Context: an optimization exercise on an open-source flow, tuned for small area, a short achievable clock period and few clock cycles. The choices shown serve that exercise and are no tape-out recipe. Where RTL was checked, it was by simulation tests only, not by an equivalence proof against the original. Not every run is shown, and edits may drop behaviour that the tests do not exercise. The RTL of run 2 was laid out without a check of its function.

## run.sh

```bash
#!/bin/bash
# synth_recipe.tcl (not shown) runs the flow's synth.tcl, then flattens the netlist and writes it again
# the make line also repeats each setting of config.mk as NAME=value (left out here)
make -C /OpenROAD-flow-scripts/flow DESIGN_CONFIG=/design/flow/config.mk WORK_HOME=/design/flow/orfs CLKGATE_MAP_FILE= SYNTH_SCRIPT=/design/flow/synth_recipe.tcl finish
```

## design.v

```verilog
module f1 (clock, arri, done, load, arro
 );
	input clock;  
	input [1:810] arri;
	input load;
	output done;
	output [1:810] arro;
	integer i, j, x;
	reg [1:81] temp1, temp2, temp3;
	reg [1:729] temp, f1temp, f2temp, f2temp2;
	reg [1:729] ftemp1, ftemp2, ftemp3;
	reg [1:810]arr;
	reg done;
	reg [1:810] arro;
	wire [1:810] arri;
	reg  count;
	always @ (posedge clock)
	begin
		if (load == 1)
		begin
			count <= 0;
		end
		else
		begin
			count <= ~(count);
		end
	end
	always@ (arr)	 
	begin
		for (i = 1; i < 10; i=i+1)
		begin
			for (x = 1; x < 10; x=x+1)  
			begin	
				temp1[(i-1)*9 + x] = |{(arr[(i-1)*90 + 0*10 + x] && arr[(i-1)*90 + 0*10 + 10]), (arr[(i-1)*90 + 1*10 + x] && arr[(i-1)*90 + 1*10 + 10]), (arr[(i-1)*90 + 2*10 + x] && arr[(i-1)*90 + 2*10 + 10]), (arr[(i-1)*90 + 3*10 + x] && arr[(i-1)*90 + 3*10 + 10]), (arr[(i-1)*90 + 4*10 + x] && arr[(i-1)*90 + 4*10 + 10]), (arr[(i-1)*90 + 5*10 + x] && arr[(i-1)*90 + 5*10 + 10]), (arr[(i-1)*90 + 6*10 + x] && arr[(i-1)*90 + 6*10 + 10]), (arr[(i-1)*90 + 7*10 + x] && arr[(i-1)*90 + 7*10 + 10]), (arr[(i-1)*90 + 8*10 + x] && arr[(i-1)*90 + 8*10 + 10])};
			end
		end
	end
	always @ (arr)	 
	begin
		for (i = 1; i < 10; i=i+1)
		begin
			for (x = 1; x < 10; x=x+1)  
			begin
				temp2[(i-1)*9 + x] = |{(arr[0*90 + (i-1)*10 + x] && arr[0*90 + (i-1)*10 + 10]), (arr[1*90 + (i-1)*10 + x] && arr[1*90 + (i-1)*10 + 10]), (arr[2*90 + (i-1)*10 + x] && arr[2*90 + (i-1)*10 + 10]), (arr[3*90 + (i-1)*10 + x] && arr[3*90 + (i-1)*10 + 10]), (arr[4*90 + (i-1)*10 + x] && arr[4*90 + (i-1)*10 + 10]), (arr[5*90 + (i-1)*10 + x] && arr[5*90 + (i-1)*10 + 10]), (arr[6*90 + (i-1)*10 + x] && arr[6*90 + (i-1)*10 + 10]), (arr[7*90 + (i-1)*10 + x] && arr[7*90 + (i-1)*10 + 10]), (arr[8*90 + (i-1)*10 + x] && arr[8*90 + (i-1)*10 + 10])};
			end
		end
	end
	always @ (arr)	 
	begin				
		for (i = 1; i < 10; i=i+1)
		begin	
			for (x = 1; x < 10; x = x+1)
			begin
				temp3[(i-1)*9 + x]= |{(arr[((i-1)/3)*270 + ((i-1)%3)*30 + 0 + x] && arr[((i-1)/3)*270 + ((i-1)%3)*30 + 0 + 10]), (arr[((i-1)/3)*270 + ((i-1)%3)*30 + 10 + x] && arr[((i-1)/3)*270 + ((i-1)%3)*30 + 10 + 10]), (arr[((i-1)/3)*270 + ((i-1)%3)*30 + 20 + x] && arr[((i-1)/3)*270 + ((i-1)%3)*30 + 20 + 10]),
									  (arr[(((i-1)/3)*270) + 90 + ((i-1)%3)*30 + 0 + x] && arr[(((i-1)/3)*270) + 90 + ((i-1)%3)*30 + 0 + 10]), (arr[(((i-1)/3)*270) + 90 + ((i-1)%3)*30 + 10 + x] && arr[(((i-1)/3)*270) + 90 + ((i-1)%3)*30 + 10 + 10]), (arr[(((i-1)/3)*270) + 90 + ((i-1)%3)*30 + 20 + x] && arr[(((i-1)/3)*270) + 90 + ((i-1)%3)*30 + 20 + 10]),
									  (arr[(((i-1)/3)*270) + 180 + ((i-1)%3)*30 + 0 + x] && arr[(((i-1)/3)*270) + 180 + ((i-1)%3)*30 + 0 + 10]), (arr[(((i-1)/3)*270) + 180 + ((i-1)%3)*30 + 10 + x] && arr[(((i-1)/3)*270) + 180 + ((i-1)%3)*30 + 10 + 10]), (arr[(((i-1)/3)*270) + 180 + ((i-1)%3)*30 + 20 + x] && arr[(((i-1)/3)*270) + 180 + ((i-1)%3)*30 + 20 + 10])};
			end
		end
	end	 
	always @ (temp1 or temp2 or temp3 or arr)	 
	begin	
		for (i = 1; i < 82; i=i+1)
		begin
	 		if (arr[(i-1)*10 + 10] == 0)	 
			begin
	 			for (x = 1; x < 10; x=x+1)  
				begin
					f1temp[(i-1)*9 + x] = ~(|{temp1[((i-1)/9)*9 + x], temp2[((i-1)%9)*9 + x], temp3[(((i-1)/27)*3 + ((i-1)%9)/3)*9 + x]});
				end
			end
			else	 
			begin
				for (x = 1; x < 10; x=x+1) 
				begin
					f1temp[(i-1)*9 + x] = arr[(i-1)*10 + x];
				end
			end
		end
	end	 
	always @ (arr)
	begin
		for (i = 1; i < 82; i = i+1)
		begin
			for (x = 1; x < 11; x = x+1)
			begin
				arro[(i-1)*10 + x] = arr[(i-1)*10 + x];
			end
		end
		done = &{arr[(8*9 + 1)*10], arr[(8*9 + 2)*10], arr[(8*9 + 3)*10], arr[(8*9 + 4)*10], arr[(8*9 + 5)*10], arr[(8*9 + 6)*10], arr[(8*9 + 7)*10], arr[(8*9 + 8)*10], arr[(8*9 + 9)*10], 
				 arr[(7*9 + 1)*10], arr[(7*9 + 2)*10], arr[(7*9 + 3)*10], arr[(7*9 + 4)*10], arr[(7*9 + 5)*10], arr[(7*9 + 6)*10], arr[(7*9 + 7)*10], arr[(7*9 + 8)*10], arr[(7*9 + 9)*10], 
				 arr[(6*9 + 1)*10], arr[(6*9 + 2)*10], arr[(6*9 + 3)*10], arr[(6*9 + 4)*10], arr[(6*9 + 5)*10], arr[(6*9 + 6)*10], arr[(6*9 + 7)*10], arr[(6*9 + 8)*10], arr[(6*9 + 9)*10],
				 arr[(5*9 + 1)*10], arr[(5*9 + 2)*10], arr[(5*9 + 3)*10], arr[(5*9 + 4)*10], arr[(5*9 + 5)*10], arr[(5*9 + 6)*10], arr[(5*9 + 7)*10], arr[(5*9 + 8)*10], arr[(5*9 + 9)*10], 
				 arr[(4*9 + 1)*10], arr[(4*9 + 2)*10], arr[(4*9 + 3)*10], arr[(4*9 + 4)*10], arr[(4*9 + 5)*10], arr[(4*9 + 6)*10], arr[(4*9 + 7)*10], arr[(4*9 + 8)*10], arr[(4*9 + 9)*10], 
				 arr[(3*9 + 1)*10], arr[(3*9 + 2)*10], arr[(3*9 + 3)*10], arr[(3*9 + 4)*10], arr[(3*9 + 5)*10], arr[(3*9 + 6)*10], arr[(3*9 + 7)*10], arr[(3*9 + 8)*10], arr[(3*9 + 9)*10], 
				 arr[(2*9 + 1)*10], arr[(2*9 + 2)*10], arr[(2*9 + 3)*10], arr[(2*9 + 4)*10], arr[(2*9 + 5)*10], arr[(2*9 + 6)*10], arr[(2*9 + 7)*10], arr[(2*9 + 8)*10], arr[(2*9 + 9)*10], 
				 arr[(1*9 + 1)*10], arr[(1*9 + 2)*10], arr[(1*9 + 3)*10], arr[(1*9 + 4)*10], arr[(1*9 + 5)*10], arr[(1*9 + 6)*10], arr[(1*9 + 7)*10], arr[(1*9 + 8)*10], arr[(1*9 + 9)*10],
				 arr[(0*9 + 1)*10], arr[(0*9 + 2)*10], arr[(0*9 + 3)*10], arr[(0*9 + 4)*10], arr[(0*9 + 5)*10], arr[(0*9 + 6)*10], arr[(0*9 + 7)*10], arr[(0*9 + 8)*10], arr[(0*9 + 9)*10]};
	end
	always @ (arr)
	begin
		for (i = 1; i < 10; i=i+1)	 
		begin
			for (x = 1; x < 10; x=x+1)	 
			begin	
				ftemp1[(i-1)*81 + 0*9 + x] = (arr[(i-1)*90 + 0*10 + x] && (~|{arr[(i-1)*90 + 1*10 + x], arr[(i-1)*90 + 2*10 + x], arr[(i-1)*90 + 3*10 + x], arr[(i-1)*90 + 4*10 + x], arr[(i-1)*90 + 5*10 + x], arr[(i-1)*90 + 6*10 + x], arr[(i-1)*90 + 7*10 + x], arr[(i-1)*90 + 8*10 + x]})); 	 
				ftemp1[(i-1)*81 + 1*9 + x] = (arr[(i-1)*90 + 1*10 + x] && (~|{arr[(i-1)*90 + 0*10 + x], arr[(i-1)*90 + 2*10 + x], arr[(i-1)*90 + 3*10 + x], arr[(i-1)*90 + 4*10 + x], arr[(i-1)*90 + 5*10 + x], arr[(i-1)*90 + 6*10 + x], arr[(i-1)*90 + 7*10 + x], arr[(i-1)*90 + 8*10 + x]})); 	 
				ftemp1[(i-1)*81 + 2*9 + x] = (arr[(i-1)*90 + 2*10 + x] && (~|{arr[(i-1)*90 + 0*10 + x], arr[(i-1)*90 + 1*10 + x], arr[(i-1)*90 + 3*10 + x], arr[(i-1)*90 + 4*10 + x], arr[(i-1)*90 + 5*10 + x], arr[(i-1)*90 + 6*10 + x], arr[(i-1)*90 + 7*10 + x], arr[(i-1)*90 + 8*10 + x]})); 	 
				ftemp1[(i-1)*81 + 3*9 + x] = (arr[(i-1)*90 + 3*10 + x] && (~|{arr[(i-1)*90 + 0*10 + x], arr[(i-1)*90 + 1*10 + x], arr[(i-1)*90 + 2*10 + x], arr[(i-1)*90 + 4*10 + x], arr[(i-1)*90 + 5*10 + x], arr[(i-1)*90 + 6*10 + x], arr[(i-1)*90 + 7*10 + x], arr[(i-1)*90 + 8*10 + x]})); 	 
				ftemp1[(i-1)*81 + 4*9 + x] = (arr[(i-1)*90 + 4*10 + x] && (~|{arr[(i-1)*90 + 0*10 + x], arr[(i-1)*90 + 1*10 + x], arr[(i-1)*90 + 2*10 + x], arr[(i-1)*90 + 3*10 + x], arr[(i-1)*90 + 5*10 + x], arr[(i-1)*90 + 6*10 + x], arr[(i-1)*90 + 7*10 + x], arr[(i-1)*90 + 8*10 + x]})); 	 
				ftemp1[(i-1)*81 + 5*9 + x] = (arr[(i-1)*90 + 5*10 + x] && (~|{arr[(i-1)*90 + 0*10 + x], arr[(i-1)*90 + 1*10 + x], arr[(i-1)*90 + 2*10 + x], arr[(i-1)*90 + 3*10 + x], arr[(i-1)*90 + 4*10 + x], arr[(i-1)*90 + 6*10 + x], arr[(i-1)*90 + 7*10 + x], arr[(i-1)*90 + 8*10 + x]})); 	 
				ftemp1[(i-1)*81 + 6*9 + x] = (arr[(i-1)*90 + 6*10 + x] && (~|{arr[(i-1)*90 + 0*10 + x], arr[(i-1)*90 + 1*10 + x], arr[(i-1)*90 + 2*10 + x], arr[(i-1)*90 + 3*10 + x], arr[(i-1)*90 + 4*10 + x], arr[(i-1)*90 + 5*10 + x], arr[(i-1)*90 + 7*10 + x], arr[(i-1)*90 + 8*10 + x]})); 	 
				ftemp1[(i-1)*81 + 7*9 + x] = (arr[(i-1)*90 + 7*10 + x] && (~|{arr[(i-1)*90 + 0*10 + x], arr[(i-1)*90 + 1*10 + x], arr[(i-1)*90 + 2*10 + x], arr[(i-1)*90 + 3*10 + x], arr[(i-1)*90 + 4*10 + x], arr[(i-1)*90 + 5*10 + x], arr[(i-1)*90 + 6*10 + x], arr[(i-1)*90 + 8*10 + x]})); 	 
				ftemp1[(i-1)*81 + 8*9 + x] = (arr[(i-1)*90 + 8*10 + x] && (~|{arr[(i-1)*90 + 0*10 + x], arr[(i-1)*90 + 1*10 + x], arr[(i-1)*90 + 2*10 + x], arr[(i-1)*90 + 3*10 + x], arr[(i-1)*90 + 4*10 + x], arr[(i-1)*90 + 5*10 + x], arr[(i-1)*90 + 6*10 + x], arr[(i-1)*90 + 7*10 + x]})); 	 
			end
		end
	end
	always @ (arr)
	begin
		for (i = 1; i < 10; i=i+1)	 
		begin
			for (x = 1; x < 10; x=x+1)	 
			begin	
				ftemp2[0*81 + (i-1)*9 + x] = (arr[0*90 + (i-1)*10 + x] && (~|{arr[(i-1)*10 + 1*90 + x], arr[(i-1)*10 + 2*90 + x], arr[(i-1)*10 + 3*90 + x], arr[(i-1)*10 + 4*90 + x], arr[(i-1)*10 + 5*90 + x], arr[(i-1)*10 + 6*90 + x], arr[(i-1)*10 + 7*90 + x], arr[(i-1)*10 + 8*90 + x]})); 	 
				ftemp2[1*81 + (i-1)*9 + x] = (arr[1*90 + (i-1)*10 + x] && (~|{arr[(i-1)*10 + 0*90 + x], arr[(i-1)*10 + 2*90 + x], arr[(i-1)*10 + 3*90 + x], arr[(i-1)*10 + 4*90 + x], arr[(i-1)*10 + 5*90 + x], arr[(i-1)*10 + 6*90 + x], arr[(i-1)*10 + 7*90 + x], arr[(i-1)*10 + 8*90 + x]})); 	 
				ftemp2[2*81 + (i-1)*9 + x] = (arr[2*90 + (i-1)*10 + x] && (~|{arr[(i-1)*10 + 0*90 + x], arr[(i-1)*10 + 1*90 + x], arr[(i-1)*10 + 3*90 + x], arr[(i-1)*10 + 4*90 + x], arr[(i-1)*10 + 5*90 + x], arr[(i-1)*10 + 6*90 + x], arr[(i-1)*10 + 7*90 + x], arr[(i-1)*10 + 8*90 + x]})); 	 
				ftemp2[3*81 + (i-1)*9 + x] = (arr[3*90 + (i-1)*10 + x] && (~|{arr[(i-1)*10 + 0*90 + x], arr[(i-1)*10 + 1*90 + x], arr[(i-1)*10 + 2*90 + x], arr[(i-1)*10 + 4*90 + x], arr[(i-1)*10 + 5*90 + x], arr[(i-1)*10 + 6*90 + x], arr[(i-1)*10 + 7*90 + x], arr[(i-1)*10 + 8*90 + x]})); 	 
				ftemp2[4*81 + (i-1)*9 + x] = (arr[4*90 + (i-1)*10 + x] && (~|{arr[(i-1)*10 + 0*90 + x], arr[(i-1)*10 + 1*90 + x], arr[(i-1)*10 + 2*90 + x], arr[(i-1)*10 + 3*90 + x], arr[(i-1)*10 + 5*90 + x], arr[(i-1)*10 + 6*90 + x], arr[(i-1)*10 + 7*90 + x], arr[(i-1)*10 + 8*90 + x]})); 	 
				ftemp2[5*81 + (i-1)*9 + x] = (arr[5*90 + (i-1)*10 + x] && (~|{arr[(i-1)*10 + 0*90 + x], arr[(i-1)*10 + 1*90 + x], arr[(i-1)*10 + 2*90 + x], arr[(i-1)*10 + 3*90 + x], arr[(i-1)*10 + 4*90 + x], arr[(i-1)*10 + 6*90 + x], arr[(i-1)*10 + 7*90 + x], arr[(i-1)*10 + 8*90 + x]})); 	 
				ftemp2[6*81 + (i-1)*9 + x] = (arr[6*90 + (i-1)*10 + x] && (~|{arr[(i-1)*10 + 0*90 + x], arr[(i-1)*10 + 1*90 + x], arr[(i-1)*10 + 2*90 + x], arr[(i-1)*10 + 3*90 + x], arr[(i-1)*10 + 4*90 + x], arr[(i-1)*10 + 5*90 + x], arr[(i-1)*10 + 7*90 + x], arr[(i-1)*10 + 8*90 + x]})); 	 
				ftemp2[7*81 + (i-1)*9 + x] = (arr[7*90 + (i-1)*10 + x] && (~|{arr[(i-1)*10 + 0*90 + x], arr[(i-1)*10 + 1*90 + x], arr[(i-1)*10 + 2*90 + x], arr[(i-1)*10 + 3*90 + x], arr[(i-1)*10 + 4*90 + x], arr[(i-1)*10 + 5*90 + x], arr[(i-1)*10 + 6*90 + x], arr[(i-1)*10 + 8*90 + x]})); 	 
				ftemp2[8*81 + (i-1)*9 + x] = (arr[8*90 + (i-1)*10 + x] && (~|{arr[(i-1)*10 + 0*90 + x], arr[(i-1)*10 + 1*90 + x], arr[(i-1)*10 + 2*90 + x], arr[(i-1)*10 + 3*90 + x], arr[(i-1)*10 + 4*90 + x], arr[(i-1)*10 + 5*90 + x], arr[(i-1)*10 + 6*90 + x], arr[(i-1)*10 + 7*90 + x]})); 	 
			end
		end
	end
	always @ (arr)
	begin
		for (i = 1; i < 10; i=i+1)	 
		begin
			for (x = 1; x < 10; x=x+1)	 
			begin
				ftemp3[((i-1)/3)*243 + ((i-1)%3)*27 + 0 + x]  = (arr[((i-1)/3)*270 + ((i-1)%3)*30 + 0 + x] && (~|{arr[((i-1)/3)*270 + ((i-1)%3)*30 + 10 + x], arr[((i-1)/3)*270 + ((i-1)%3)*30 + 20 + x], arr[(((i-1)/3)*270) + 90 + ((i-1)%3)*30 + 0 + x], arr[(((i-1)/3)*270) + 90 + ((i-1)%3)*30 + 10 + x], arr[(((i-1)/3)*270) + 90 + ((i-1)%3)*30 + 20 + x], arr[(((i-1)/3)*270) + 180 + ((i-1)%3)*30 + 0 + x], arr[(((i-1)/3)*270) + 180 + ((i-1)%3)*30 + 10 + x], arr[(((i-1)/3)*270) + 180 + ((i-1)%3)*30 + 20 + x]}));
				ftemp3[((i-1)/3)*243 + ((i-1)%3)*27 + 9 + x] = (arr[((i-1)/3)*270 + ((i-1)%3)*30 + 10 + x] && (~|{arr[((i-1)/3)*270 + ((i-1)%3)*30 + 0 + x], arr[((i-1)/3)*270 + ((i-1)%3)*30 + 20 + x], arr[(((i-1)/3)*270) + 90 + ((i-1)%3)*30 + 0 + x], arr[(((i-1)/3)*270) + 90 + ((i-1)%3)*30 + 10 + x], arr[(((i-1)/3)*270) + 90 + ((i-1)%3)*30 + 20 + x], arr[(((i-1)/3)*270) + 180 + ((i-1)%3)*30 + 0 + x], arr[(((i-1)/3)*270) + 180 + ((i-1)%3)*30 + 10 + x], arr[(((i-1)/3)*270) + 180 + ((i-1)%3)*30 + 20 + x]}));
				ftemp3[((i-1)/3)*243 + ((i-1)%3)*27 + 18 + x] = (arr[((i-1)/3)*270 + ((i-1)%3)*30 + 20 + x] && (~|{arr[((i-1)/3)*270 + ((i-1)%3)*30 + 0 + x], arr[((i-1)/3)*270 + ((i-1)%3)*30 + 10 + x], arr[(((i-1)/3)*270) + 90 + ((i-1)%3)*30 + 0 + x], arr[(((i-1)/3)*270) + 90 + ((i-1)%3)*30 + 10 + x], arr[(((i-1)/3)*270) + 90 + ((i-1)%3)*30 + 20 + x], arr[(((i-1)/3)*270) + 180 + ((i-1)%3)*30 + 0 + x], arr[(((i-1)/3)*270) + 180 + ((i-1)%3)*30 + 10 + x], arr[(((i-1)/3)*270) + 180 + ((i-1)%3)*30 + 20 + x]}));
				ftemp3[(((i-1)/3)*243) + 81 + ((i-1)%3)*27 + 0 + x]  = (arr[(((i-1)/3)*270) + 90 + ((i-1)%3)*30 + 0 + x] && (~|{arr[((i-1)/3)*270 + ((i-1)%3)*30 + 0 + x], arr[((i-1)/3)*270 + ((i-1)%3)*30 + 10 + x], arr[((i-1)/3)*270 + ((i-1)%3)*30 + 20 + x], arr[(((i-1)/3)*270) + 90 + ((i-1)%3)*30 + 10 + x], arr[(((i-1)/3)*270) + 90 + ((i-1)%3)*30 + 20 + x], arr[(((i-1)/3)*270) + 180 + ((i-1)%3)*30 + 0 + x], arr[(((i-1)/3)*270) + 180 + ((i-1)%3)*30 + 10 + x], arr[(((i-1)/3)*270) + 180 + ((i-1)%3)*30 + 20 + x]}));
				ftemp3[(((i-1)/3)*243) + 81 + ((i-1)%3)*27 + 9 + x] = (arr[(((i-1)/3)*270) + 90 + ((i-1)%3)*30 + 10 + x] && (~|{arr[((i-1)/3)*270 + ((i-1)%3)*30 + 0 + x], arr[((i-1)/3)*270 + ((i-1)%3)*30 + 10 + x], arr[((i-1)/3)*270 + ((i-1)%3)*30 + 20 + x], arr[(((i-1)/3)*270) + 90 + ((i-1)%3)*30 + 0 + x], arr[(((i-1)/3)*270) + 90 + ((i-1)%3)*30 + 20 + x], arr[(((i-1)/3)*270) + 180 + ((i-1)%3)*30 + 0 + x], arr[(((i-1)/3)*270) + 180 + ((i-1)%3)*30 + 10 + x], arr[(((i-1)/3)*270) + 180 + ((i-1)%3)*30 + 20 + x]}));
				ftemp3[(((i-1)/3)*243) + 81 + ((i-1)%3)*27 + 18 + x] = (arr[(((i-1)/3)*270) + 90 + ((i-1)%3)*30 + 20 + x] && (~|{arr[((i-1)/3)*270 + ((i-1)%3)*30 + 0 + x], arr[((i-1)/3)*270 + ((i-1)%3)*30 + 10 + x], arr[((i-1)/3)*270 + ((i-1)%3)*30 + 20 + x], arr[(((i-1)/3)*270) + 90 + ((i-1)%3)*30 + 0 + x], arr[(((i-1)/3)*270) + 90 + ((i-1)%3)*30 + 10 + x], arr[(((i-1)/3)*270) + 180 + ((i-1)%3)*30 + 0 + x], arr[(((i-1)/3)*270) + 180 + ((i-1)%3)*30 + 10 + x], arr[(((i-1)/3)*270) + 180 + ((i-1)%3)*30 + 20 + x]}));
				ftemp3[(((i-1)/3)*243) + 162 + ((i-1)%3)*27 + 0 + x] =  (arr[(((i-1)/3)*270) + 180 + ((i-1)%3)*30 + 0 + x] && (~|{arr[((i-1)/3)*270 + ((i-1)%3)*30 + 0 + x], arr[((i-1)/3)*270 + ((i-1)%3)*30 + 10 + x], arr[((i-1)/3)*270 + ((i-1)%3)*30 + 20 + x], arr[(((i-1)/3)*270) + 90 + ((i-1)%3)*30 + 0 + x], arr[(((i-1)/3)*270) + 90 + ((i-1)%3)*30 + 10 + x], arr[(((i-1)/3)*270) + 90 + ((i-1)%3)*30 + 20 + x], arr[(((i-1)/3)*270) + 180 + ((i-1)%3)*30 + 10 + x], arr[(((i-1)/3)*270) + 180 + ((i-1)%3)*30 + 20 + x]}));
				ftemp3[(((i-1)/3)*243) + 162 + ((i-1)%3)*27 + 9 + x] = (arr[(((i-1)/3)*270) + 180 + ((i-1)%3)*30 + 10 + x] && (~|{arr[((i-1)/3)*270 + ((i-1)%3)*30 + 0 + x], arr[((i-1)/3)*270 + ((i-1)%3)*30 + 10 + x], arr[((i-1)/3)*270 + ((i-1)%3)*30 + 20 + x], arr[(((i-1)/3)*270) + 90 + ((i-1)%3)*30 + 0 + x], arr[(((i-1)/3)*270) + 90 + ((i-1)%3)*30 + 10 + x], arr[(((i-1)/3)*270) + 90 + ((i-1)%3)*30 + 20 + x], arr[(((i-1)/3)*270) + 180 + ((i-1)%3)*30 + 0 + x], arr[(((i-1)/3)*270) + 180 + ((i-1)%3)*30 + 20 + x]}));
				ftemp3[(((i-1)/3)*243) + 162 + ((i-1)%3)*27 + 18 + x] = (arr[(((i-1)/3)*270) + 180 + ((i-1)%3)*30 + 20 + x] && (~|{arr[((i-1)/3)*270 + ((i-1)%3)*30 + 0 + x], arr[((i-1)/3)*270 + ((i-1)%3)*30 + 10 + x], arr[((i-1)/3)*270 + ((i-1)%3)*30 + 20 + x], arr[(((i-1)/3)*270) + 90 + ((i-1)%3)*30 + 0 + x], arr[(((i-1)/3)*270) + 90 + ((i-1)%3)*30 + 10 + x], arr[(((i-1)/3)*270) + 90 + ((i-1)%3)*30 + 20 + x], arr[(((i-1)/3)*270) + 180 + ((i-1)%3)*30 + 0 + x], arr[(((i-1)/3)*270) + 180 + ((i-1)%3)*30 + 10 + x]}));
			end
		end
	end
	always @ (ftemp1 or ftemp2 or ftemp3)
	begin
		for (i = 1; i < 730; i=i+1)
		begin
			f2temp2[i] = |{ftemp1[i], ftemp2[i], ftemp3[i]};
		end
	end
	always @ (f2temp2 or arr)
	begin
		for (i = 1; i < 82; i=i+1)
		begin
			if ({f2temp2[(i-1)*9 + 1], f2temp2[(i-1)*9 + 2], f2temp2[(i-1)*9 + 3], f2temp2[(i-1)*9 + 4], f2temp2[(i-1)*9 + 5], f2temp2[(i-1)*9 + 6], f2temp2[(i-1)*9 + 7], f2temp2[(i-1)*9 + 8], f2temp2[((i-1)*9 + 9)]} == 9'b0)
			begin
				{f2temp[(i-1)*9 + 1], f2temp[(i-1)*9 + 2], f2temp[(i-1)*9 + 3], f2temp[(i-1)*9 + 4], f2temp[(i-1)*9 + 5], f2temp[(i-1)*9 + 6], f2temp[(i-1)*9 + 7], f2temp[(i-1)*9 + 8], f2temp[((i-1)*9 + 9)]} = {arr[(i-1)*10 + 1], arr[(i-1)*10 + 2], arr[(i-1)*10 + 3], arr[(i-1)*10 + 4], arr[(i-1)*10 + 5], arr[(i-1)*10 + 6], arr[(i-1)*10 + 7], arr[(i-1)*10 + 8], arr[((i-1)*10 + 9)]};
			end
			else
			begin
				{f2temp[(i-1)*9 + 1], f2temp[(i-1)*9 + 2], f2temp[(i-1)*9 + 3], f2temp[(i-1)*9 + 4], f2temp[(i-1)*9 + 5], f2temp[(i-1)*9 + 6], f2temp[(i-1)*9 + 7], f2temp[(i-1)*9 + 8], f2temp[((i-1)*9 + 9)]} = {f2temp2[(i-1)*9 + 1], f2temp2[(i-1)*9 + 2], f2temp2[(i-1)*9 + 3], f2temp2[(i-1)*9 + 4], f2temp2[(i-1)*9 + 5], f2temp2[(i-1)*9 + 6], f2temp2[(i-1)*9 + 7], f2temp2[(i-1)*9 + 8], f2temp2[((i-1)*9 + 9)]};
			end
		end
	end
	always @ (count or f1temp or f2temp)
	begin
		if (count == 0)
		begin
			for (i = 1; i < 730; i=i+1)
			begin
				temp[i] = f1temp[i];
			end
		end
		else
		begin
			for (i = 1; i < 730; i=i+1)
			begin
				temp[i] =  f2temp[i];
			end
		end
	end
	always @ (posedge clock)
	begin		
			for (i = 1; i < 82; i = i+1)
			begin
				if (load == 1)	 
				begin	
					for (x = 1; x < 11; x = x+1)
					begin
						arr[(i-1)*10 + x] <= arri[(i-1)*10 + x];
					end
				end
				else	 
				begin	
					for (x = 1; x < 10; x = x+1)
					begin
						arr[(i-1)*10 + x] <= temp[(i-1)*9 + x];	 
					end
					if (|{&{!temp[(i-1)*9 + 1], !temp[(i-1)*9 + 2], !temp[(i-1)*9 + 3], !temp[(i-1)*9 + 4], !temp[(i-1)*9 + 5], !temp[(i-1)*9 + 6], !temp[(i-1)*9 + 7], !temp[(i-1)*9 + 8], temp[(i-1)*9 + 9]}, 
						  &{!temp[(i-1)*9 + 1], !temp[(i-1)*9 + 2], !temp[(i-1)*9 + 3], !temp[(i-1)*9 + 4], !temp[(i-1)*9 + 5], !temp[(i-1)*9 + 6], !temp[(i-1)*9 + 7], temp[(i-1)*9 + 8], !temp[(i-1)*9 + 9]},
						  &{!temp[(i-1)*9 + 1], !temp[(i-1)*9 + 2], !temp[(i-1)*9 + 3], !temp[(i-1)*9 + 4], !temp[(i-1)*9 + 5], !temp[(i-1)*9 + 6], temp[(i-1)*9 + 7], !temp[(i-1)*9 + 8], !temp[(i-1)*9 + 9]}, 
						  &{!temp[(i-1)*9 + 1], !temp[(i-1)*9 + 2], !temp[(i-1)*9 + 3], !temp[(i-1)*9 + 4], !temp[(i-1)*9 + 5], temp[(i-1)*9 + 6], !temp[(i-1)*9 + 7], !temp[(i-1)*9 + 8], !temp[(i-1)*9 + 9]}, 
						  &{!temp[(i-1)*9 + 1], !temp[(i-1)*9 + 2], !temp[(i-1)*9 + 3], !temp[(i-1)*9 + 4], temp[(i-1)*9 + 5], !temp[(i-1)*9 + 6], !temp[(i-1)*9 + 7], !temp[(i-1)*9 + 8], !temp[(i-1)*9 + 9]}, 
						  &{!temp[(i-1)*9 + 1], !temp[(i-1)*9 + 2], !temp[(i-1)*9 + 3], temp[(i-1)*9 + 4], !temp[(i-1)*9 + 5], !temp[(i-1)*9 + 6], !temp[(i-1)*9 + 7], !temp[(i-1)*9 + 8], !temp[(i-1)*9 + 9]}, 
						  &{!temp[(i-1)*9 + 1], !temp[(i-1)*9 + 2], temp[(i-1)*9 + 3], !temp[(i-1)*9 + 4], !temp[(i-1)*9 + 5], !temp[(i-1)*9 + 6], !temp[(i-1)*9 + 7], !temp[(i-1)*9 + 8], !temp[(i-1)*9 + 9]}, 
						  &{!temp[(i-1)*9 + 1], temp[(i-1)*9 + 2], !temp[(i-1)*9 + 3], !temp[(i-1)*9 + 4], !temp[(i-1)*9 + 5], !temp[(i-1)*9 + 6], !temp[(i-1)*9 + 7], !temp[(i-1)*9 + 8], !temp[(i-1)*9 + 9]}, 
						  &{temp[(i-1)*9 + 1], !temp[(i-1)*9 + 2], !temp[(i-1)*9 + 3], !temp[(i-1)*9 + 4], !temp[(i-1)*9 + 5], !temp[(i-1)*9 + 6], !temp[(i-1)*9 + 7], !temp[(i-1)*9 + 8], !temp[(i-1)*9 + 9]}})
					begin
						arr[(i-1)*10 + 10] <= 1;	 
					end
					else
					begin
						arr[(i-1)*10 + 10] <= 0;	 
					end
				end  
			end	 
	end	 
endmodule
```

## constraint.sdc

```tcl
create_clock -name core_clock -period 10.0 [get_ports {clock}]
set_input_delay 2.0000 -clock core_clock [delete_from_list [all_inputs] [get_ports {clock}]]
set_output_delay 2.0000 -clock core_clock [all_outputs]
set_load 0.01 [all_outputs]
```

## config.mk

```make
export PLATFORM = sky130hd
export DESIGN_NAME = f1
export DESIGN_NICKNAME = f1
export VERILOG_FILES = /design/flow/design.v
export SDC_FILE = /design/flow/constraint.sdc
export NUM_CORES = 8
export LEC_CHECK = 0
export CAP_MARGIN = 35
export CORE_MARGIN = 2
export CORE_UTILIZATION = 18
export SLEW_MARGIN = 35
```

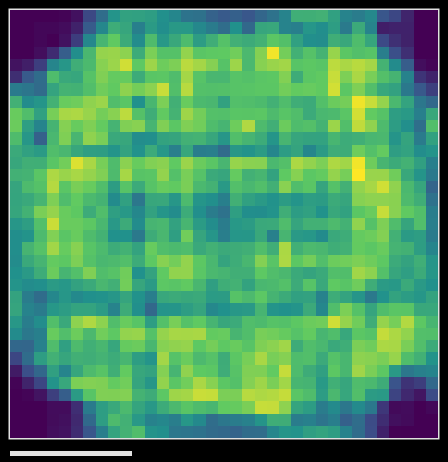
run_1/route_heat.png
The bar under the picture is 200 um long. The die is cut into 35 by 35 equal tiles; dark purple is low, yellow is high, scaled to the fullest tile. Values are wire area over tile area, all layers added.
fullest tile	0.86
nearly empty tiles	3.5%
tiles over half the peak	78%
mean over tiles	0.52

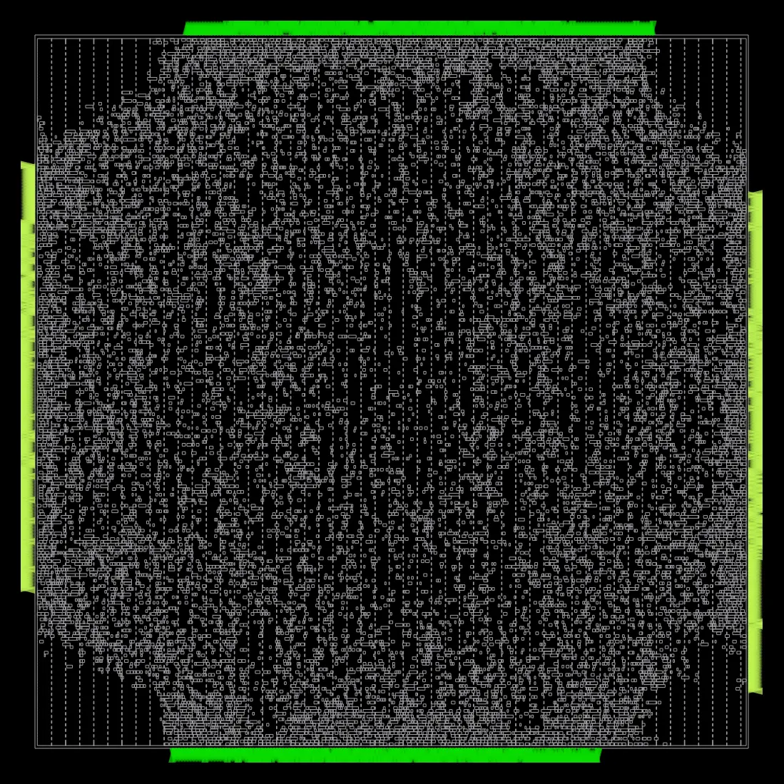
run_1/placed.png
Tapcell Cnt: 6425
Core Rows: 255
core box area: 0.482 mm2
Seq Cell Count: 811

==> summary.md, run 1 <==
| Metric | Value |
|---|---|
| Status | finished clean |
| Starting Density | between 10% and 20% |
| Ports | about 1600 |
| Sum Neg Setup Slack | 0 ns |
| Critical path class | reg2out |
| Post-synth EDFFs | 0 |
| GRT Residual Overflow | 0 |
| Mean Syn Cell Area | 6.68 um2 |
| Setup crit end | done |
| Max Cap Viol | 0 |
| Largest stage delay, worst path | between 0.7 and 0.8 ns |
| Largest net degree at the start of global routing | 122 |
| Slew HR | 21.7% |
| Die Span Y | 700 um |
| Area leader, netlist | dfxtp_1 |
| CTS max path bufs | 4 |
| Fin worst setup slack | just under 3 ns |
| First-pass GRT wire length | around 1700000 um |
| #FFs+latches synth | around 800 |
| DRT iter0 DRCs | 30500 |
| Cells along the critical path | buf_4, nand4_1, nor4_2, buf_4, nand4_1, nor2_1, clkdlybuf4s50_1 |
| Routed WL | around 1400000 um |
| Storage element area | roughly 0.016 mm2 |
| Critical Path RT | 8.00 ns |
| Count leader, synth | nand2_1 |
| Via count | ~150k |
| Layout net count | 15800 |
| Worst setup EP type | primary output |
| Area grow syn2layout | 44.6% |
| HPWL after detailed placement | roughly 1100000 um |
| Largest family of logic cells by synthesized area | compound AO/OA/AOI/OAI gates |
| Routability cong. | 1.17 |
| Footprint of the multi-input gates | slightly below 0.07 mm2 |
| Least-Margin Pin Slew | 1.16 ns |
| Placed cells | between 20000 and 25000 |
| Worst Hold Launch | arr[303]$_DFF_P_ |
| H-tree Lvls | 3 |
| CP Max Fanout | 21 |
Testbench counts for the RTL of run 1, summed over its fixed seeds: cycles 13,595.
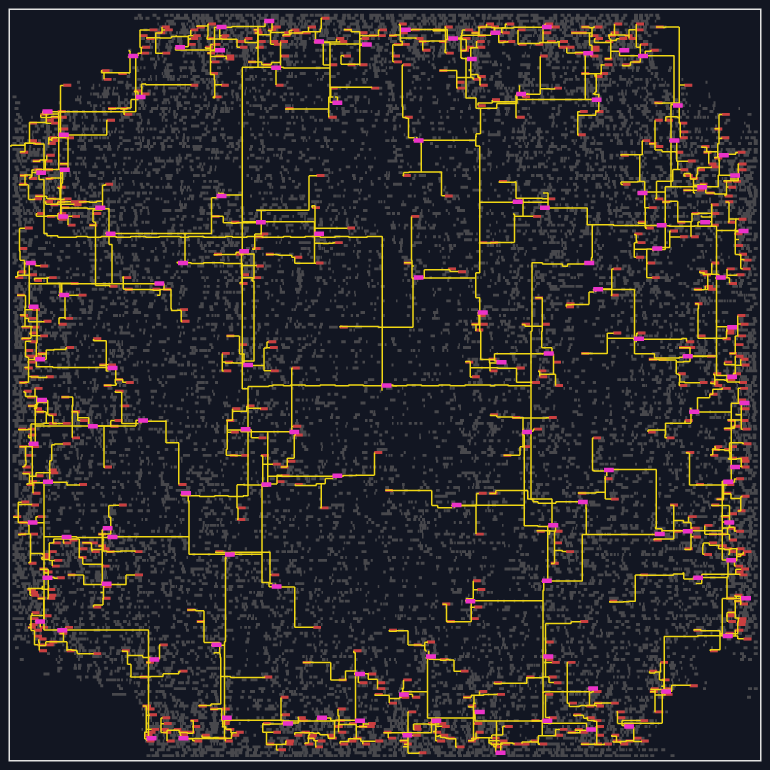
run_1/clock_wires.png
[red] flip-flops | count: 811
[yellow] clock wires | length: 21.1 mm
[magenta] clock-net drivers | count: 123
flops lie	spread over the die

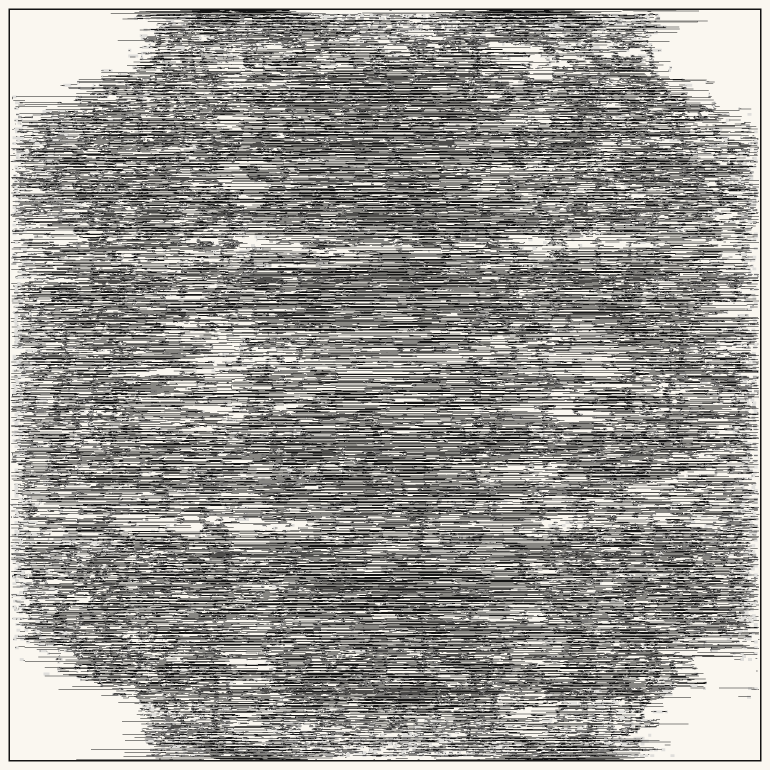
run_1/m1.png
longest straight run	270 um
wire length on this layer	504 mm
main direction	horizontal
share of all routed wire	37%
nets with wire on the layer	14866

-- run 1: routing by layer --
layer  wire, um  track usage [%]  up-vias
li1           -                -    54900
met1     504000             61.2    74500
met2     507000             69.8    14000
met3     181000             24.0     3746
met4     176000             54.7       62
met5        416           0.0686        -
-- run 1: area by class of cell --
cell class                 count  share of cell area, %
clock inverter                66                  0.580
antenna                      221                  0.439
multi-input combinational  10700                   54.4
inverter                     179                  0.549
clock buffer                 158                   2.71
sequential                   811                   12.9
timing repair buffer        3120                   22.0
tap                         6425                   6.38
-- run 1: layout by cell type (no fill, tap or decap), types with 121 or more instances in the layout --
cell type,netlist,final
o32ai_1,327,273
dfxtp_1,811,776
nand2_1,1877,1873
o21ai_1,139,154
a222oi_1,445,445
diode_2,0,221
nand3_1,787,768
and3_1,165,164
a22oi_1,354,347
buf_4,0,1416
mux2_2,213,213
or2_2,171,171
nor4_1,230,158
nor3_2,8,192
a21oi_1,508,507
or3_1,121,121
nor2_1,895,871
clkdlybuf4s50_1,0,1618
inv_1,177,176
clkbuf_16,0,125
nand4_1,220,220
o31ai_1,585,526
nor3_1,697,455
o21ai_0,880,857
-- run 1: flip-flops by register name (all words and copies together), names as in the netlist --
name,count
count,1
arr,810
==> run 2: a larger rewrite; changed files in full <==
==> design.v <==
module f1 (clock, arri, done, load, arro);
	input clock;
	input [1:810] arri;
	input load;
	output done;
	output [1:810] arro;
	reg  [0:728] kn;
	reg  [0:80]  kf;
	wire [0:242] rm, cm, bm;      
	wire [0:728] cand;            
	wire [0:80]  amoc;            
	wire [0:242] amor, amok, amob;    
	wire [0:728] place;
	wire [0:80]  anyp;
	function amo9;
		input [8:0] v;
		reg a0, a1, a2, t0, t1, t2;
		begin
			a0 = |v[2:0]; a1 = |v[5:3]; a2 = |v[8:6];
			t0 = (v[0]&v[1]) | (v[2]&(v[0]|v[1]));
			t1 = (v[3]&v[4]) | (v[5]&(v[3]|v[4]));
			t2 = (v[6]&v[7]) | (v[8]&(v[6]|v[7]));
			amo9 = ~(t0 | t1 | t2 | (a0&a1) | (a2&(a0|a1)));
		end
	endfunction
	integer x;
	genvar u, k, d, c;
	generate
		for (u = 0; u < 9; u = u + 1) begin : unit
			for (d = 0; d < 9; d = d + 1) begin : dig
				wire [8:0] r, co, b, cr, cc, cb;
				for (k = 0; k < 9; k = k + 1) begin : ce
					assign r[k]  = kn[(u*9 + k)*9 + d];
					assign co[k] = kn[(k*9 + u)*9 + d];
					assign b[k]  = kn[(((u/3)*3 + k/3)*9 + (u%3)*3 + k%3)*9 + d];
					assign cr[k] = cand[(u*9 + k)*9 + d];
					assign cc[k] = cand[(k*9 + u)*9 + d];
					assign cb[k] = cand[(((u/3)*3 + k/3)*9 + (u%3)*3 + k%3)*9 + d];
				end
				assign rm[u*9 + d] = |r;
				assign cm[u*9 + d] = |co;
				assign bm[u*9 + d] = |b;
				assign amor[u*9 + d] = amo9(cr);
				assign amok[u*9 + d] = amo9(cc);
				assign amob[u*9 + d] = amo9(cb);
			end
		end
		for (c = 0; c < 81; c = c + 1) begin : cl
			localparam R = c / 9, C = c % 9, B = (c / 27) * 3 + (c % 9) / 3;
			assign amoc[c] = amo9(cand[c*9 +: 9]);
			for (d = 0; d < 9; d = d + 1) begin : dg
				assign cand[c*9 + d] = ~(kf[c] | rm[R*9 + d] | cm[C*9 + d] | bm[B*9 + d]);
				assign place[c*9 + d] = cand[c*9 + d] & (amoc[c] | amor[R*9 + d] | amok[C*9 + d] | amob[B*9 + d]);
			end
			assign anyp[c] = |place[c*9 +: 9];
			assign arro[c*10 + 1 +: 9] = kn[c*9 +: 9];
			assign arro[c*10 + 10] = kf[c];
			always @(posedge clock) begin
				if (load) begin
					kf[c] <= arri[c*10 + 10];
					for (x = 0; x < 9; x = x + 1)
						kn[c*9 + x] <= arri[c*10 + 1 + x] & arri[c*10 + 10];
				end else begin
					kf[c] <= kf[c] | anyp[c];
					kn[c*9 +: 9] <= kn[c*9 +: 9] | place[c*9 +: 9];
				end
			end
		end
	endgenerate
	assign done = &kf;
endmodule
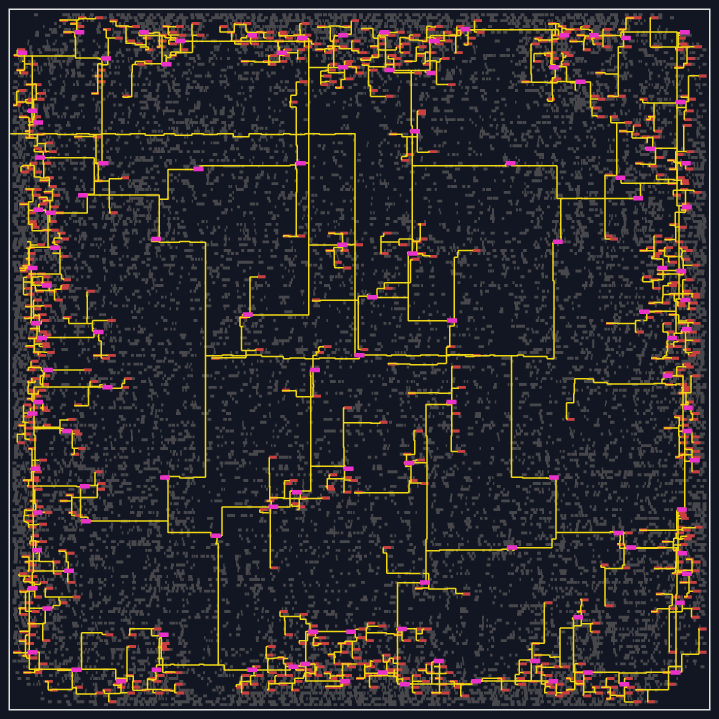
run_2/clock_wires.png
[magenta] clock-net drivers | count: 115
[red] flip-flops | count: 810
[yellow] clock wires | length: 18400 um
routed clock nets	116

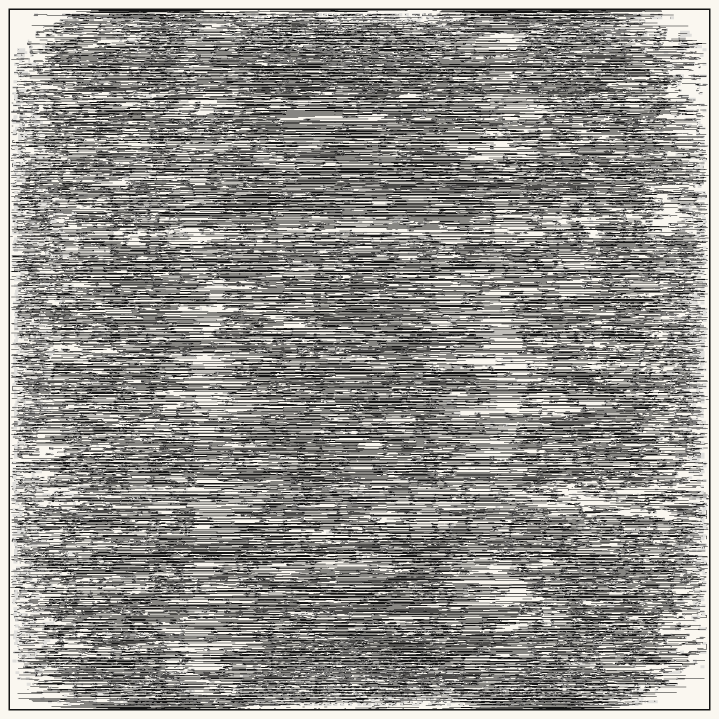
run_2/m1.png
main direction	horizontal
share of all routed wire	37%
nets with wire on the layer	13823
wire length on this layer	477 mm
longest straight run	291 um

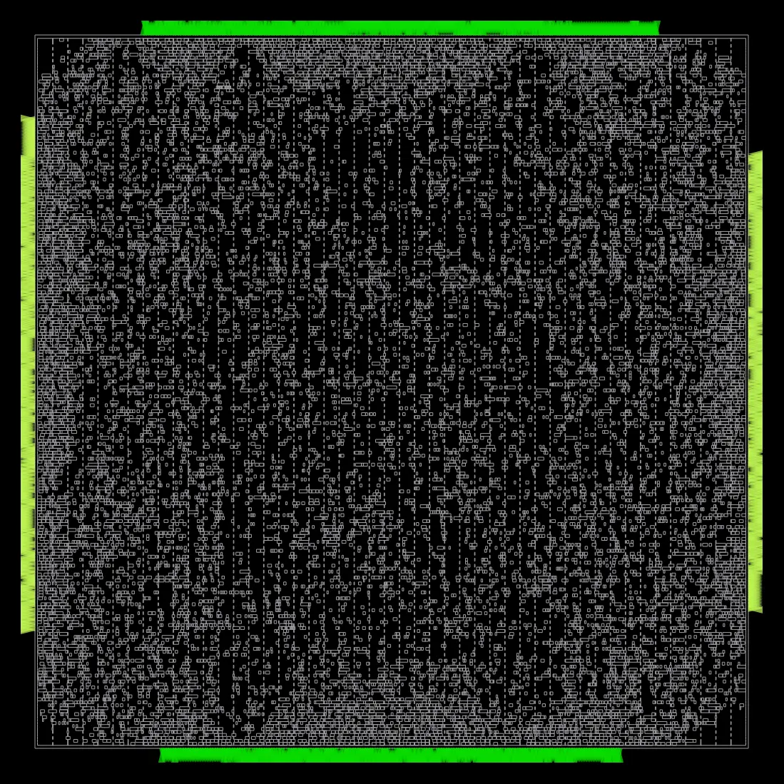
run_2/placed.png
final cell count without fillers: 19800
fraction of area in registers: 14.3%

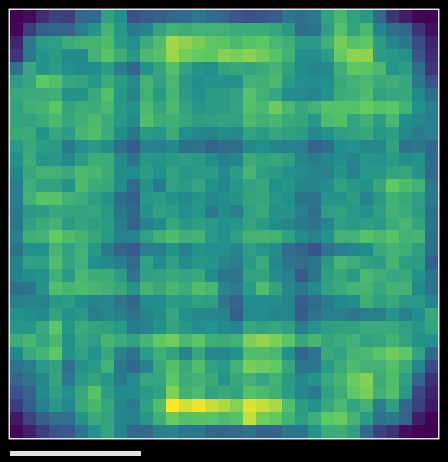
run_2/route_heat.png
The bar under the picture is 200 um long. The die is cut into 33 by 33 equal tiles; dark purple is low, yellow is high, scaled to the fullest tile. Values are wire area over tile area, all layers added.
mean over tiles	0.58
nearly empty tiles	0.70%
fullest tile	1.1
tiles over half the peak	64%

==> summary.md, run 2 <==
| Metric | Value |
|---|---|
| #FFs+latches synth | between 800 and 900 |
| Post-synth EDFFs | 0 |
| Core Rows | 238 |
| Commonest non-fill, non-tap cell in the layout | nand2_1 |
| GRT Residual Overflow | 0 |
| Ports | 1623 |
| Largest stage delay, worst path | 0.94 ns |
| Starting Density | 18.1% |
| Layout net count | between 10000 and 15000 |
| Storage element area | about 0.016 mm2 |
| Critical Path RT | 8.00 ns |
| Largest family of logic cells by synthesized area | simple AND/OR/NAND/NOR gates |
| Sum Neg Setup Slack | 0 ns |
| GRT busiest layer | met2 |
| CP Max Fanout | 22 |
| Met1 WL | ~480000 um |
| Biggest register | kn |
| Mean Syn Cell Area | 6.40 um2 |
| Max reg flops | between 700 and 800 |
| Routed WL | ~1300000 um |
| Status | finished clean |
| Met1 usage | roughly two thirds |
| DRT iter0 DRCs | ~25000 |
| Routed length on met2 | approximately 470000 um |
| Core box area | 0.420 mm2 |
| Least-Margin Pin Slew | 1.19 ns |
| Slew HR | 20.6% |
| Biggest regs | kn: 729 flops, kf: 81 flops |
## run 2: per-stage QoR
stage	setup slack (ns)	area (um2)	cells	hold WS [ns]
CTS	2.96	112000	19500	0.487
global route	3.06	113000	19600	0.539
floorplan	6.05	75900	11900	0.513
global placement	1.43	106000	19200	0.473
detailed placement	3.39	108000	19200	0.474
finish	2.73	114000	19800	0.495
## run 2: layout make-up
class	count	share of cell area [%]
Multi-Input combinational cell	10100	53.6
Timing Repair Buffer	2627	21.2
Sequential cell	810	14.3
Tap cell	5520	6.07
Clock buffer	142	2.77
Clock inverter	65	0.858
Antenna cell	285	0.627
Inverter	168	0.561
## run 2: final timing paths
| kind | slack [ns] | end | cells past startpoint | start |
|---|---|---|---|---|
| min reg2reg | 0.50 | kn[318]$_DFF_P_ | 2 | kn[318]$_DFF_P_ |
| max | 2.73 | done | 6 | kf[14]$_DFF_P_ |
| min | 0.50 | kn[318]$_DFF_P_ | 2 | kn[318]$_DFF_P_ |
| max reg2reg | 3.01 | kf[43]$_DFF_P_ | 11 | kn[219]$_DFF_P_ |

==> what the ideal ports hide <==
How much do the figures lean on ideal ports? The routed layouts below were timed once more, with nothing changed but the port constraints. Step 1 assumes that a clkbuf_16 drives the clock port and a buf_2 every other input. Step 2 adds t to the input delays and takes it off the output delays; t is the mean of the earliest and latest rising clock arrival at the registers after step 1. Input paths then give back, and output paths get back, about the clock's delay inside the block. a / b / c = no drivers / after step 1 / after step 2; a / b = the first two.
run	t, ns	setup WS [ns]	hold WS [ns]	clock arrival spread, ns	cell pins on the clock port's net
run 1	1.138	2.914 / 2.781 / 3.919	0.695 / 0.695 / 0.695	0.098 / 0.098	1
run 2	1.097	2.733 / 2.601 / 3.008	0.495 / 0.495 / 0.495	0.101 / 0.101	1
After both steps setup and hold are still met in every run listed.
